This design comes from an exercise in tuning for small area, a short achievable clock period and few clock cycles on the open sky130 flow, not from production work.
RTL that was checked went through simulation tests only; none was proved equivalent to the original.
Some runs may be left out. An edit can pass the tests and still lose a function that they never use.
For run 2, only the layout was checked, not whether the RTL still works.

**Run 1: track usage over the die**

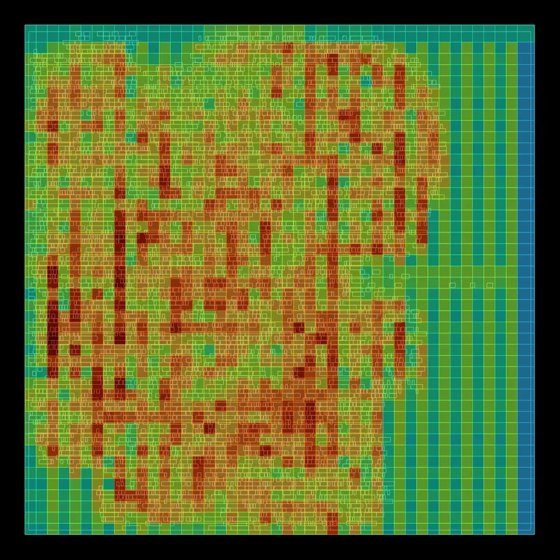
**Run 1: drive-strength map**

Bar = 100 um.
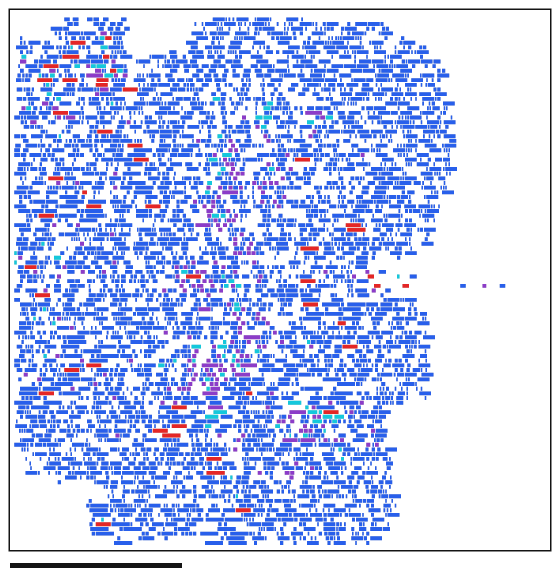
**Run 1: sequential cells grouped by signal name**

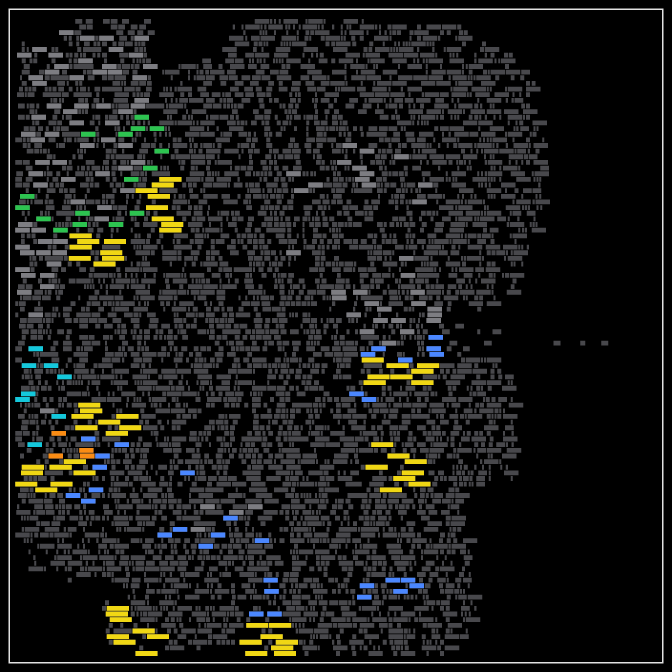
### flow/run.sh
#!/bin/bash
# synth_recipe.tcl (not shown) runs the flow's synth.tcl, then flattens the netlist and writes it again
# the make line also repeats each setting of config.mk as NAME=value (left out here)
make -C /OpenROAD-flow-scripts/flow DESIGN_CONFIG=/design/flow/config.mk WORK_HOME=/design/flow/orfs CLKGATE_MAP_FILE= SYNTH_SCRIPT=/design/flow/synth_recipe.tcl finish
### flow/config.mk
export PLATFORM = sky130hd
export DESIGN_NAME = day12_top
export DESIGN_NICKNAME = day12_top
export VERILOG_FILES = /design/flow/design.v
export SDC_FILE = /design/flow/constraint.sdc
export NUM_CORES = 4
export LEC_CHECK = 0
export CAP_MARGIN = 20
export CORE_MARGIN = 2
export CORE_UTILIZATION = 40
export SLEW_MARGIN = 20
### flow/constraint.sdc
create_clock -name core_clock -period 14.5 [get_ports {clk}]
set_input_delay 2.9000 -clock core_clock [delete_from_list [all_inputs] [get_ports {clk}]]
set_output_delay 2.9000 -clock core_clock [all_outputs]
set_load 0.01 [all_outputs]
### flow/design.v
`timescale 1ns / 1ps
module accelerator (
    input  wire clk,
    input  wire rst_n,
    input  wire in_valid,
    input  wire [31:0] in_data,
    output wire in_ready,
    output wire out_valid,
    output wire [31:0] out_data,
    input  wire out_ready
);
parameter MAX_SHAPES = 8;
parameter MAX_REGION_W = 64;
parameter MAX_REGION_H = 64;
parameter MAX_SHAPE_CELLS = 16;
function integer clog2;
    input integer value;
    integer v;
    begin
        v = value - 1;
        for (clog2 = 0; v > 0; clog2 = clog2 + 1)
            v = v >> 1;
    end
endfunction
localparam integer SHAPE_IDX_W = clog2(MAX_SHAPES + 1);
localparam ST_IDLE        = 3'd0;
localparam ST_LOAD_SHAPES = 3'd1;
localparam ST_LOAD_REGION = 3'd2;
localparam ST_OUTPUT      = 3'd3;
reg [2:0] state;
reg [15:0] num_shapes;
reg [15:0] num_regions;
reg [15:0] regions_seen;
reg [31:0] regions_that_fit;
reg [7:0] shape_num_cells [0:MAX_SHAPES-1];
reg [SHAPE_IDX_W-1:0] shape_idx;
reg [1:0] shape_substate;  
reg [7:0] cells_remaining;
reg [15:0] region_w;
reg [15:0] region_h;
reg [7:0] region_q [0:MAX_SHAPES-1];
reg [1:0] region_substate;  
integer i;
wire accept = in_valid && in_ready;
wire shape_loading_done = (shape_idx >= num_shapes);
wire region_loading_done = (regions_seen >= num_regions);
assign in_ready =
    (state == ST_IDLE)        ? 1'b1 :
    (state == ST_LOAD_SHAPES) ? !shape_loading_done :
    (state == ST_LOAD_REGION) ? !region_loading_done :
    1'b0;  
assign out_valid = (state == ST_OUTPUT);
assign out_data  = regions_that_fit;
always @(posedge clk) begin
    if (!rst_n) begin
        state <= ST_IDLE;
        num_shapes <= 16'd0;
        num_regions <= 16'd0;
        regions_seen <= 16'd0;
        regions_that_fit <= 32'd0;
        shape_idx <= {SHAPE_IDX_W{1'b0}};
        shape_substate <= 2'd0;
        cells_remaining <= 8'd0;
        region_substate <= 2'd0;
        region_w <= 16'd0;
        region_h <= 16'd0;
        for (i = 0; i < MAX_SHAPES; i = i + 1) begin
            shape_num_cells[i] <= 8'd0;
            region_q[i] <= 8'd0;
        end
    end else begin
        case (state)
            ST_IDLE: begin
                if (accept) begin
                    num_shapes <= (in_data[15:0] > MAX_SHAPES) ? MAX_SHAPES : in_data[15:0];
                    num_regions <= in_data[31:16];
                    regions_seen <= 16'd0;
                    regions_that_fit <= 32'd0;
                    shape_idx <= {SHAPE_IDX_W{1'b0}};
                    shape_substate <= 2'd0;
                    cells_remaining <= 8'd0;
                    region_substate <= 2'd0;
                    state <= ST_LOAD_SHAPES;
                end
            end
            ST_LOAD_SHAPES: begin
                if (shape_idx >= num_shapes) begin
                    region_substate <= 2'd0;
                    state <= ST_LOAD_REGION;
                end else if (accept) begin
                    case (shape_substate)
                        2'd0: begin
                            shape_num_cells[shape_idx] <= in_data[23:16];
                            cells_remaining <= in_data[23:16];
                            if (in_data[23:16] == 0) begin
                                shape_idx <= shape_idx + 1'b1;
                                shape_substate <= 2'd0;
                            end else begin
                                shape_substate <= 2'd1;
                            end
                        end
                        2'd1: begin
                            if (cells_remaining <= 8'd4) begin
                                cells_remaining <= 8'd0;
                                shape_idx <= shape_idx + 1'b1;
                                shape_substate <= 2'd0;
                            end else begin
                                cells_remaining <= cells_remaining - 8'd4;
                                shape_substate <= 2'd1;
                            end
                        end
                        default: shape_substate <= 2'd0;
                    endcase
                end
            end
            ST_LOAD_REGION: begin
                if (regions_seen >= num_regions) begin
                    state <= ST_OUTPUT;
                end else if (accept) begin
                    case (region_substate)
                        2'd0: begin
                            region_w <= in_data[15:0];
                            region_h <= in_data[31:16];
                            for (i = 0; i < MAX_SHAPES; i = i + 1) begin
                                region_q[i] <= 8'd0;
                            end
                            region_substate <= 2'd1;
                        end
                        2'd1: begin
                            region_q[0] <= in_data[7:0];
                            if (MAX_SHAPES > 1) region_q[1] <= in_data[15:8];
                            if (MAX_SHAPES > 2) region_q[2] <= in_data[23:16];
                            if (MAX_SHAPES > 3) region_q[3] <= in_data[31:24];
                            region_substate <= 2'd2;
                        end
                        2'd2: begin
                            if (MAX_SHAPES > 4) region_q[4] <= in_data[7:0];
                            if (MAX_SHAPES > 5) region_q[5] <= in_data[15:8];
                            if (MAX_SHAPES > 6) region_q[6] <= in_data[23:16];
                            if (MAX_SHAPES > 7) region_q[7] <= in_data[31:24];
                            begin : area_calc_block
                                reg [31:0] ra;
                                reg [31:0] ta;
                                integer k;
                                ra = region_w * region_h;
                                ta = 32'd0;
                                for (k = 0; (k < MAX_SHAPES) && (k < 4); k = k + 1) begin
                                    ta = ta + (shape_num_cells[k] * region_q[k]);
                                end
                                if (MAX_SHAPES > 4) ta = ta + (shape_num_cells[4] * in_data[7:0]);
                                if (MAX_SHAPES > 5) ta = ta + (shape_num_cells[5] * in_data[15:8]);
                                if (MAX_SHAPES > 6) ta = ta + (shape_num_cells[6] * in_data[23:16]);
                                if (MAX_SHAPES > 7) ta = ta + (shape_num_cells[7] * in_data[31:24]);
                                if (ta <= ra) begin
                                    regions_that_fit <= regions_that_fit + 1'b1;
                                end
                            end
                            regions_seen <= regions_seen + 1'b1;
                            region_substate <= 2'd0;
                        end
                        default: region_substate <= 2'd0;
                    endcase
                end
            end
            ST_OUTPUT: begin
                if (out_valid && out_ready) begin
                    state <= ST_IDLE;
                end
            end
            default: state <= ST_IDLE;
        endcase
    end
end
endmodule
`timescale 1ns / 1ps
module day12_top #(
    parameter MAX_REGION_W = 64,
    parameter MAX_REGION_H = 64
) (
    input  wire clk,
    input  wire rst_n,
    input  wire in_valid,
    input  wire [31:0] in_data,
    output wire in_ready,
    output wire out_valid,
    output wire [31:0] out_data,
    input  wire out_ready
);
accelerator #(
    .MAX_REGION_W(MAX_REGION_W),
    .MAX_REGION_H(MAX_REGION_H)
) accel (
    .clk(clk),
    .rst_n(rst_n),
    .in_valid(in_valid),
    .in_data(in_data),
    .in_ready(in_ready),
    .out_valid(out_valid),
    .out_data(out_data),
    .out_ready(out_ready)
);
endmodule
==> flow_summary.ini, run 1 <==
[logic_synthesis]
synth_area_um2 = 38500
ys_types = 78
async_flop_share_pct = 0
synth_area_per_cell_um2 = 8.74
synth_warnings = 2
synth-seq-cells = 225
synth_cells = 4401
yosysSeqAreaShare_pct = 13.4
synthFlopType = dfxtp_1
synth_edf_count = 64

[floorplan]
ios = 70
die_h_um = 314
core_um2 = 95200
num_rows = 113
initial_core_util_pct = 40.4
die_w_um = 314
dieArea_um2 = 98700

[flow_run]
drv_cap = 0

[hold_path]
hold_path.startpoint = accel.num_regions[12]$_SDFFE_PN0P_
hold_path.class = flip-flop to flip-flop
min_to = accel.num_regions[12]$_SDFFE_PN0P_
holdPathStages = 2

[critical_path]
critical_path_buf_inv_count = 7
cp_max_fo = 7
cp-end-kind = flip-flop
start_kind = primary input
worst_ep_arrival_time_ps = 14620
r2r_setup_slack_ps = 1850
r2r_end = accel.regions_that_fit[25]$_SDFFE_PN0P_
worstPathRequired_ps = 15010
worstRegToRegCells = 56
cp_top_family = adder cells
reg2reg_from = accel.shape_num_cells[3][5]$_SDFFCE_PN0P_
crit_type = primary input to flip-flop
critical_path.max_stage_delay_ps = 530
critical-path-slowest-cell = fa_1

[final_layout]
final_cells = 5857
final_common_cell = inv_1
drive_gt1_share_pct = 8.19
nets = 5651
mostFrequentLayoutCells = 695 x inv_1, 533 x nand2_1, 530 x and2_1

[drt]
post_drt_via_cell_ratio = 5.17
drc = 0
dr.pass1.iters = 5
antenna_left = 0
vias = 30263
initialDrtViolationCount = 1872
routed_wl_um = 105000

[timing]
hold_viol = 0
setup_viol = 0
fin_tns_setup_ps = 0
final_min_period_over_clock_period_pct = 97.4
slew_viol_final = 0
final.min_clock_period_ps = 14120
worstMarginPinSlew_ps = 1070
fmax_mhz = 70.8
slew_headroom_pct = 27.9
rsz0062_at_grt = yes
fin_skew_ps = 19.5

[placement]
dp.cells = 5789
hpwl_um = 83800
gp_congestion = 0.912
portBuffers = 69

[grt]
antenna_found_initial = 10
grt_max_degree = 80
grt_overflow_total = 0
grt_pass1_wl_um = 170000
grt_usage_pct = 21.8
first_global_vias = 30868

[outcome]
run_status = timing/DRC/antenna clean

[clock_network]
cts_tree = built
cts_htree_levels = 1
clockRootBuffer = clkbuf_16
cts.sinks = 225
cts_made_buffers = 26
cts_buffer_depth = 3
clock_latency_ps = 580
path_clk_slew_ps = 60
Testbench counts for the RTL of run 1, summed over its fixed seeds: cycles 41,721.
-- 'track usage over the die' (at the start) --
WL per Instance: 18.0 um
grt peak-use layer: met2

-- 'drive-strength map' (at the start) --
[red] _6 and larger | cells: 47 | most used: clkbuf_16
[cyan] _2 cells | cells: 87 | most used: a21oi_2
[blue] _0 and _1 cells | cells: 4,215 | most used: inv_1
[purple] _3 and _4 cells | cells: 242 | most used: buf_4
final instance area: 43,400 um2
Non-CTS buffers: 293
Layout area overhead: 12.7%

-- 'sequential cells grouped by signal name' (at the start) --
[orange] accel.shape_idx | sequential cells: 4
[green] accel.num_regions | sequential cells: 16 | where: north-west
[blue] accel.region_q | sequential cells: 32
[cyan] accel.cells_remaining | sequential cells: 8 | where: west
[yellow] accel.shape_num_cells | sequential cells: 64
not colored: 101
Register Area: 5140 um2
Util after Layout: 45.6%

## run 1: per-layer routing
layer | track usage (%) | wire, um | part of all wire, %
met4 | 5.76 | 2850 | 2.7
met2 | 35.5 | 47700 | 45
met1 | 30.3 | 48200 | 46
met5 | 0 | 0 | 0
met3 | 3.13 | 6590 | 6.3
## run 1: Yosys cell counts (all sizes together) (31+ instances only)
cell      n  area [um2]
and2    532        3330
inv     698        2620
clkbuf  140         526
o21ai   101         505
fa      532       10700
o21a     41         308
nand3    66         335
ha      511        6390
xor2     53         464
a21o     59         443
nor2b    31         194
nand2b   39         244
dfxtp   161        3220
xnor2   135        1180
nor2    136         510
edfxtp   64        1920
nand2   537        2020
a21oi   234        1170
## run 1: per-stage QoR
step / hold slack [ps] / worst slack (ps) / instance area, um2
global placement: 441 / -961 / 41800
detailed placement: 447 / -1140 / 41800
floorplan: 432 / 57.8 / 38500
finish: 453 / 381 / 43400
CTS: 455 / 8.02 / 42900
global route: 478 / -86.1 / 43400
## run 1: final cells by class
cell class | instances | area (um2)
flip-flops and latches | 225 | 5140
well taps | 1265 | 1580
repair buffers | 293 | 2480
fillers | 9321 | 51800
multi-input cells | 3328 | 30600
inverters | 698 | 2620
clock inverters | 16 | 186
clock buffers | 31 | 722
diodes | 1 | 2.50
## run 1: worst reg2reg max path, delay by kind of cell, from the launching register on
| kind | cells | cell delay (ps) |
|---|---|---|
| flip-flops | 1 | 520 |
| buffers and inverters | 5 | 450 |
| XOR/XNOR | 4 | 1090 |
| adder cells (fa/ha/maj) | 13 | 5290 |
| AO/OA/AOI/OAI | 18 | 2890 |
| AND/OR/NAND/NOR | 16 | 2370 |
## run 1: flip-flops by register name, summed over array words and instances, names as in the netlist
name                    cells
accel.regions_seen         16
accel.shape_num_cells      64
accel.region_substate       2
accel.state                 2
accel.num_shapes           16
accel.regions_that_fit     32
accel.region_w             16
accel.shape_substate        1
accel.region_h             16
accel.region_q             32
accel.shape_idx             4
accel.cells_remaining       8
accel.num_regions          16
## run 1: how the worst max path moves through the flow
| stage | to | slack, ps | from | cells after the start |
|---|---|---|---|---|
| 5_1_grt | accel.regions_that_fit[1]$_SDFFE_PN0P_ | -90 | in_data[4] | 58 |
| 3_3_place_gp | accel.regions_that_fit[21]$_SDFFE_PN0P_ | -960 | in_data[4] | 56 |
| 6_report | accel.regions_that_fit[25]$_SDFFE_PN0P_ | 380 | in_data[4] | 58 |
| 3_5_place_dp | accel.regions_that_fit[26]$_SDFFE_PN0P_ | -1140 | in_data[2] | 54 |
| 2_1_floorplan | accel.regions_that_fit[18]$_SDFFE_PN0P_ | 60 | in_data[2] | 56 |
| 4_1_cts | accel.regions_that_fit[26]$_SDFFE_PN0P_ | 8 | in_data[6] | 56 |
## run 1: kinds of logic (layout without fill, tap and decap cells)
group | count (synthesis) | after routing | synth area share (%)
multiplexers | 4 | 4 | 0.107
other | 1 | 3 | 0.00974
adder cells (fa/ha/maj) | 1043 | 1043 | 44.3
XOR/XNOR | 188 | 188 | 4.28
buffers and inverters | 849 | 1038 | 8.32
AND/OR/NAND/NOR | 1504 | 1504 | 19.9
flip-flops | 225 | 225 | 13.4
AO/OA/AOI/OAI | 587 | 587 | 9.68
## run 1: what timing repair did
item | in CTS | in global routing
gates resized for setup | 29 | 96
endpoints found under the setup margin | 32 | 32
hold buffers | 0 | 0
cloned | 1 | 2
buffers inserted | 8 | 11
pin swaps | 32 | 94
**Run 1: signal wires by layer**

Bar = 100 um. Two of the layers only.
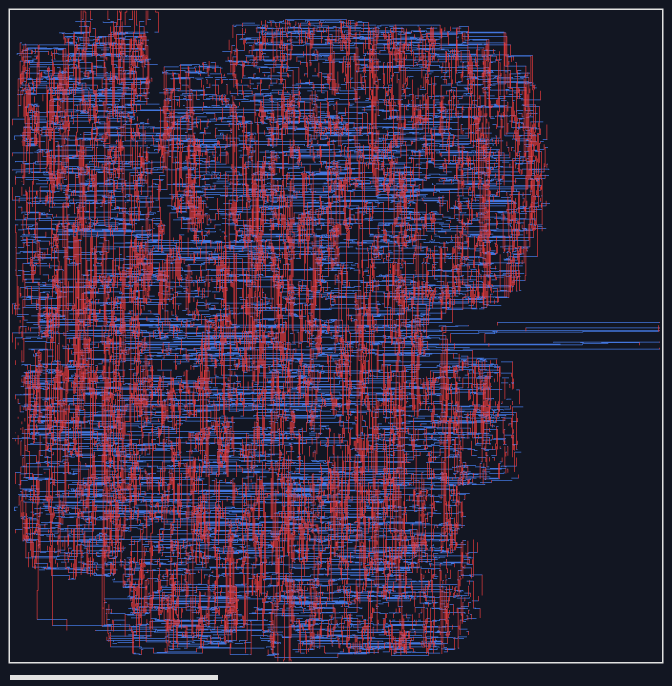

--- run 2: outline of the changes from run 1 ---
flow/design.v: 202 -> 1757 lines; modules unchanged: 1
  accelerator: edited, 173 -> 1729 lines
**Run 2: signal wires by layer**

Bar = 50 um. Two of the layers only.
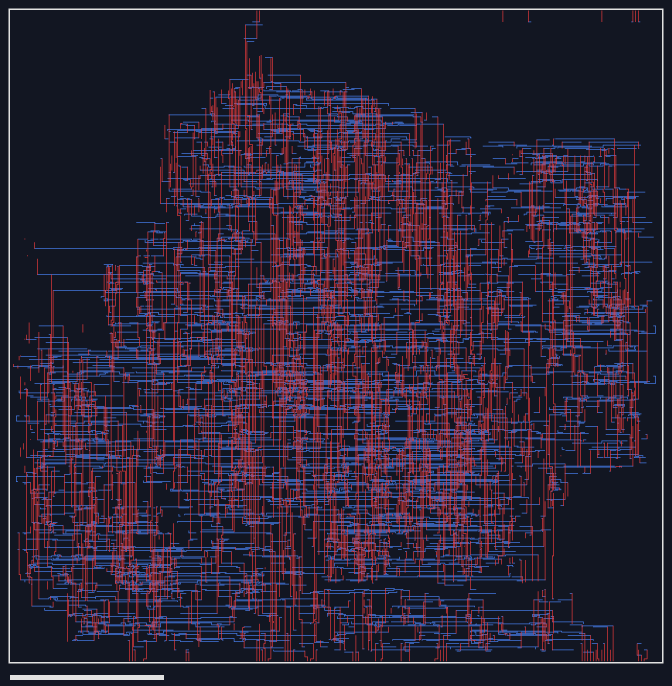
[blue] metal 1 | wire length: 20,000 um
[red] metal 2 | wire length: 21.4 mm

==> run 2 against run 1 <==
Still clean; core utilization decreased by 0.74 points; area after synthesis shrank 55%; via count decreased by 61%; die area shrank 54%; cell count fell by 60%; clock skew shrank 1.7 ps.
==> flow_summary.ini, run 2 <==
[outcome]
run_status = timing/DRC/antenna clean

[clock_network]
clockRootBuffer = clkbuf_16
cts_tree = built
path_clk_slew_ps = 60
clock_latency_ps = 560
cts_buffer_depth = 3
cts_htree_levels = 1
cts_setup_buffers = 0
ctsHoldBuffers = 0

[drt]
avgRoutedWirePerCell_um = 19.8
routed_wl_um = 46000
vias = 11776
dr.pass1.iters = 7
drc = 0
antenna_left = 0

[placement]
dp.cells = 2273
hpwl_um = 35300
post-place-ws_ps = 7960
portBuffers = 53

[logic_synthesis]
yosysSeqAreaShare_pct = 31.8
async_flop_share_pct = 0
synth_area_leaders = fa_1 29%, edfxtp_1 23%, dfxtp_1 9.1%, inv_1 4.6%, nand2_1 4.1%
ys_types = 75
synth_cells = 1682
synth_warnings = 1
synthFlopType = edfxtp_1
yosysTopAreaCellShare_pct = 28.7
synth-seq-cells = 210
synth_common_cells = 248 x fa_1, 212 x inv_1, 191 x nand2_1
synth.largest_area_cell = fa_1
synth_area_um2 = 17300
synthMostInstantiatedCell = fa_1
synth_area_per_cell_um2 = 10.3
synth_edf_count = 131

[final_layout]
top_regs = accel.cells: 64 flops, accel.r_data: 32 flops
mostFrequentLayoutCells = 248 x fa_1, 212 x inv_1, 191 x nand2_1
regArea_um2 = 5520
area_delta_synth_final_pct = 11.0
drive_gt1_share_pct = 5.42
largest_register = accel.cells
stdcell_area_um2 = 19200
final_common_cell = fa_1
final_cells = 2319
multi_input_area_um2 = 10700
nets = 2042
largest_reg_flops = 64

[timing]
fmax_mhz = 151
worstMarginPinSlew_ps = 1110
final.min_clock_period_ps = 6630
rsz0062_at_grt = no
slew_viol_final = 0
final_min_period_over_clock_period_pct = 45.8
setup_viol = 0
layout_setup_ws_ps = 7870
fin_skew_ps = 17.8
slew_headroom_pct = 26.1

[floorplan]
die_h_um = 212
ios = 70
die_w_um = 212
initial_core_util_pct = 40.4
num_rows = 76

[flow_run]
drv_cap = 0

[critical_path]
worstPathRequired_ps = 14930
reg2reg_from = accel.r_wh$_SDFF_PP0_
cp_max_fo = 83
worst_ep_arrival_time_ps = 7070
worstSetupStartpoint = accel.r_wh$_SDFF_PP0_
crit_type = flip-flop to flip-flop
cp-end-kind = flip-flop
start_kind = flip-flop

[grt]
grt_overflow_total = 0
antenna_found_initial = 0
grt_usage_pct = 21.3
first_global_vias = 12498
grt_pass1_wl_um = 72400

[hold_path]
hold_path.startpoint = accel.r_end$_SDFF_PN0_
hold_path.class = flip-flop to flip-flop
**Run 2: sequential cells grouped by signal name**

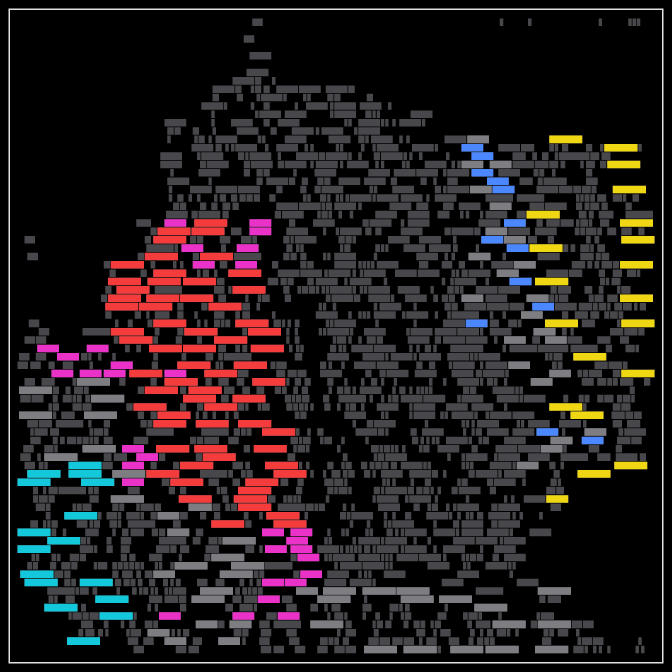
[yellow] accel.acc | sequential cells: 20
[blue] accel.p_c | sequential cells: 13
[red] accel.cells | sequential cells: 64
[cyan] accel.rleft | sequential cells: 16 | where: south-west
[magenta] accel.r_data | sequential cells: 32
not colored: 65

## run 2: cell count changes after synthesis, sizes merged, moves of 47 or more
cell	before	now
dfxtp	161	79
and2	532	102
edfxtp	64	131
inv	698	212
nor2	136	89
xnor2	135	40
nand2	537	191
a21o	59	5
ha	511	43
o21ai	101	53
a21oi	234	44
fa	532	248
nor2b	31	86
clkbuf	140	56
## run 2: worst paths after layout
check	endpoint	slack, ps	depth (start not counted)
worst max register to register	accel.p_s[10]$_DFF_P_	7870	17
worst max-delay path	accel.p_s[10]$_DFF_P_	7870	17
worst min-delay path	accel.p_end$_SDFF_PN0_	440	1
worst min register to register	accel.p_end$_SDFF_PN0_	440	1
## run 2: stage by stage
step / hold slack (ps) / utilization (%)
after detailed placement: 423 / 42.9
final: 438 / 44.8
after global routing: 460 / 44.8
after CTS: 438 / 44.8
after global placement: 416 / 42.9
after floorplan: 412 / -
## run 2: critical path: cells and delay by family, from the launching register on
kind,cells,cell delay [ps]
adder cells (fa/ha/maj),11,4380
AND/OR/NAND/NOR,2,360
flip-flops,1,310
buffers and inverters,3,500
AO/OA/AOI/OAI,1,920
## run 2: area by class of cell
| class | count | area share, % |
|---|---|---|
| antenna | 1 | 0.0130 |
| sequential | 210 | 28.7 |
| clock buffer | 36 | 3.83 |
| multi-input combinational | 1190 | 55.5 |
| clock inverter | 8 | 0.403 |
| inverter | 216 | 4.22 |
| tap | 585 | 3.81 |
| timing repair buffer | 73 | 3.53 |
## run 2: cells by family (layout without fill, tap and decap cells)
| kind of cell | count (synthesis) | in the layout | synth area share, % |
|---|---|---|---|
| AOI/OAI and AO/OA | 168 | 168 | 6.57 |
| adders and majority gates | 291 | 291 | 31.8 |
| xor gates and xnor gates | 58 | 58 | 2.93 |
| muxes | 16 | 16 | 0.990 |
| DFF | 210 | 210 | 31.8 |
| other | 1 | 17 | 0.0217 |
| and+or+nand+nor | 641 | 641 | 18.9 |
| buffers and inverters | 297 | 333 | 6.93 |
## run 2: routing by layer
metal	part of all wire, %	track usage [%]	up-vias
li1	-	-	5451
met1	43	28.4	5844
met2	47	34.8	386
met3	6.1	3.43	95
met4	3.9	7.97	0
met5	0	0	-

afterwards: timing with drivers on the ports:
No port has a modelled driver above. Below, the same layouts with a new extraction and two added sets of constraints.
Step 1: set_driving_cell puts a clkbuf_16 on clk and a buf_2 on each other input, an assumption about the parent block.
Step 2 moves the port delays by t, midway between the first and last clock arrival at a register: inputs arrive t later, outputs are due t later. That takes back most of the time a late clock gives input paths.
Slacks: ideal / step 1 / step 2; pairs: ideal / step 1.
| run | t (ns) | slack for setup (ns) | worst hold slack (ns) | worst register clock-pin slew, ns |
|---|---|---|---|---|
| run 1 | 0.633 | 0.381 / 0.419 / -0.215 | 0.453 / 0.453 / 0.453 | 0.07 / 0.07 |
| run 2 | 0.607 | 7.866 / 7.866 / 7.866 | 0.438 / 0.438 / 0.438 | 0.06 / 0.06 |
Met with ideal ports but missed after step 2: setup timing in run 1. For run 1, which loses most, drivers alone change the setup slack by +0.038 ns; drivers and shift together by -0.596 ns.
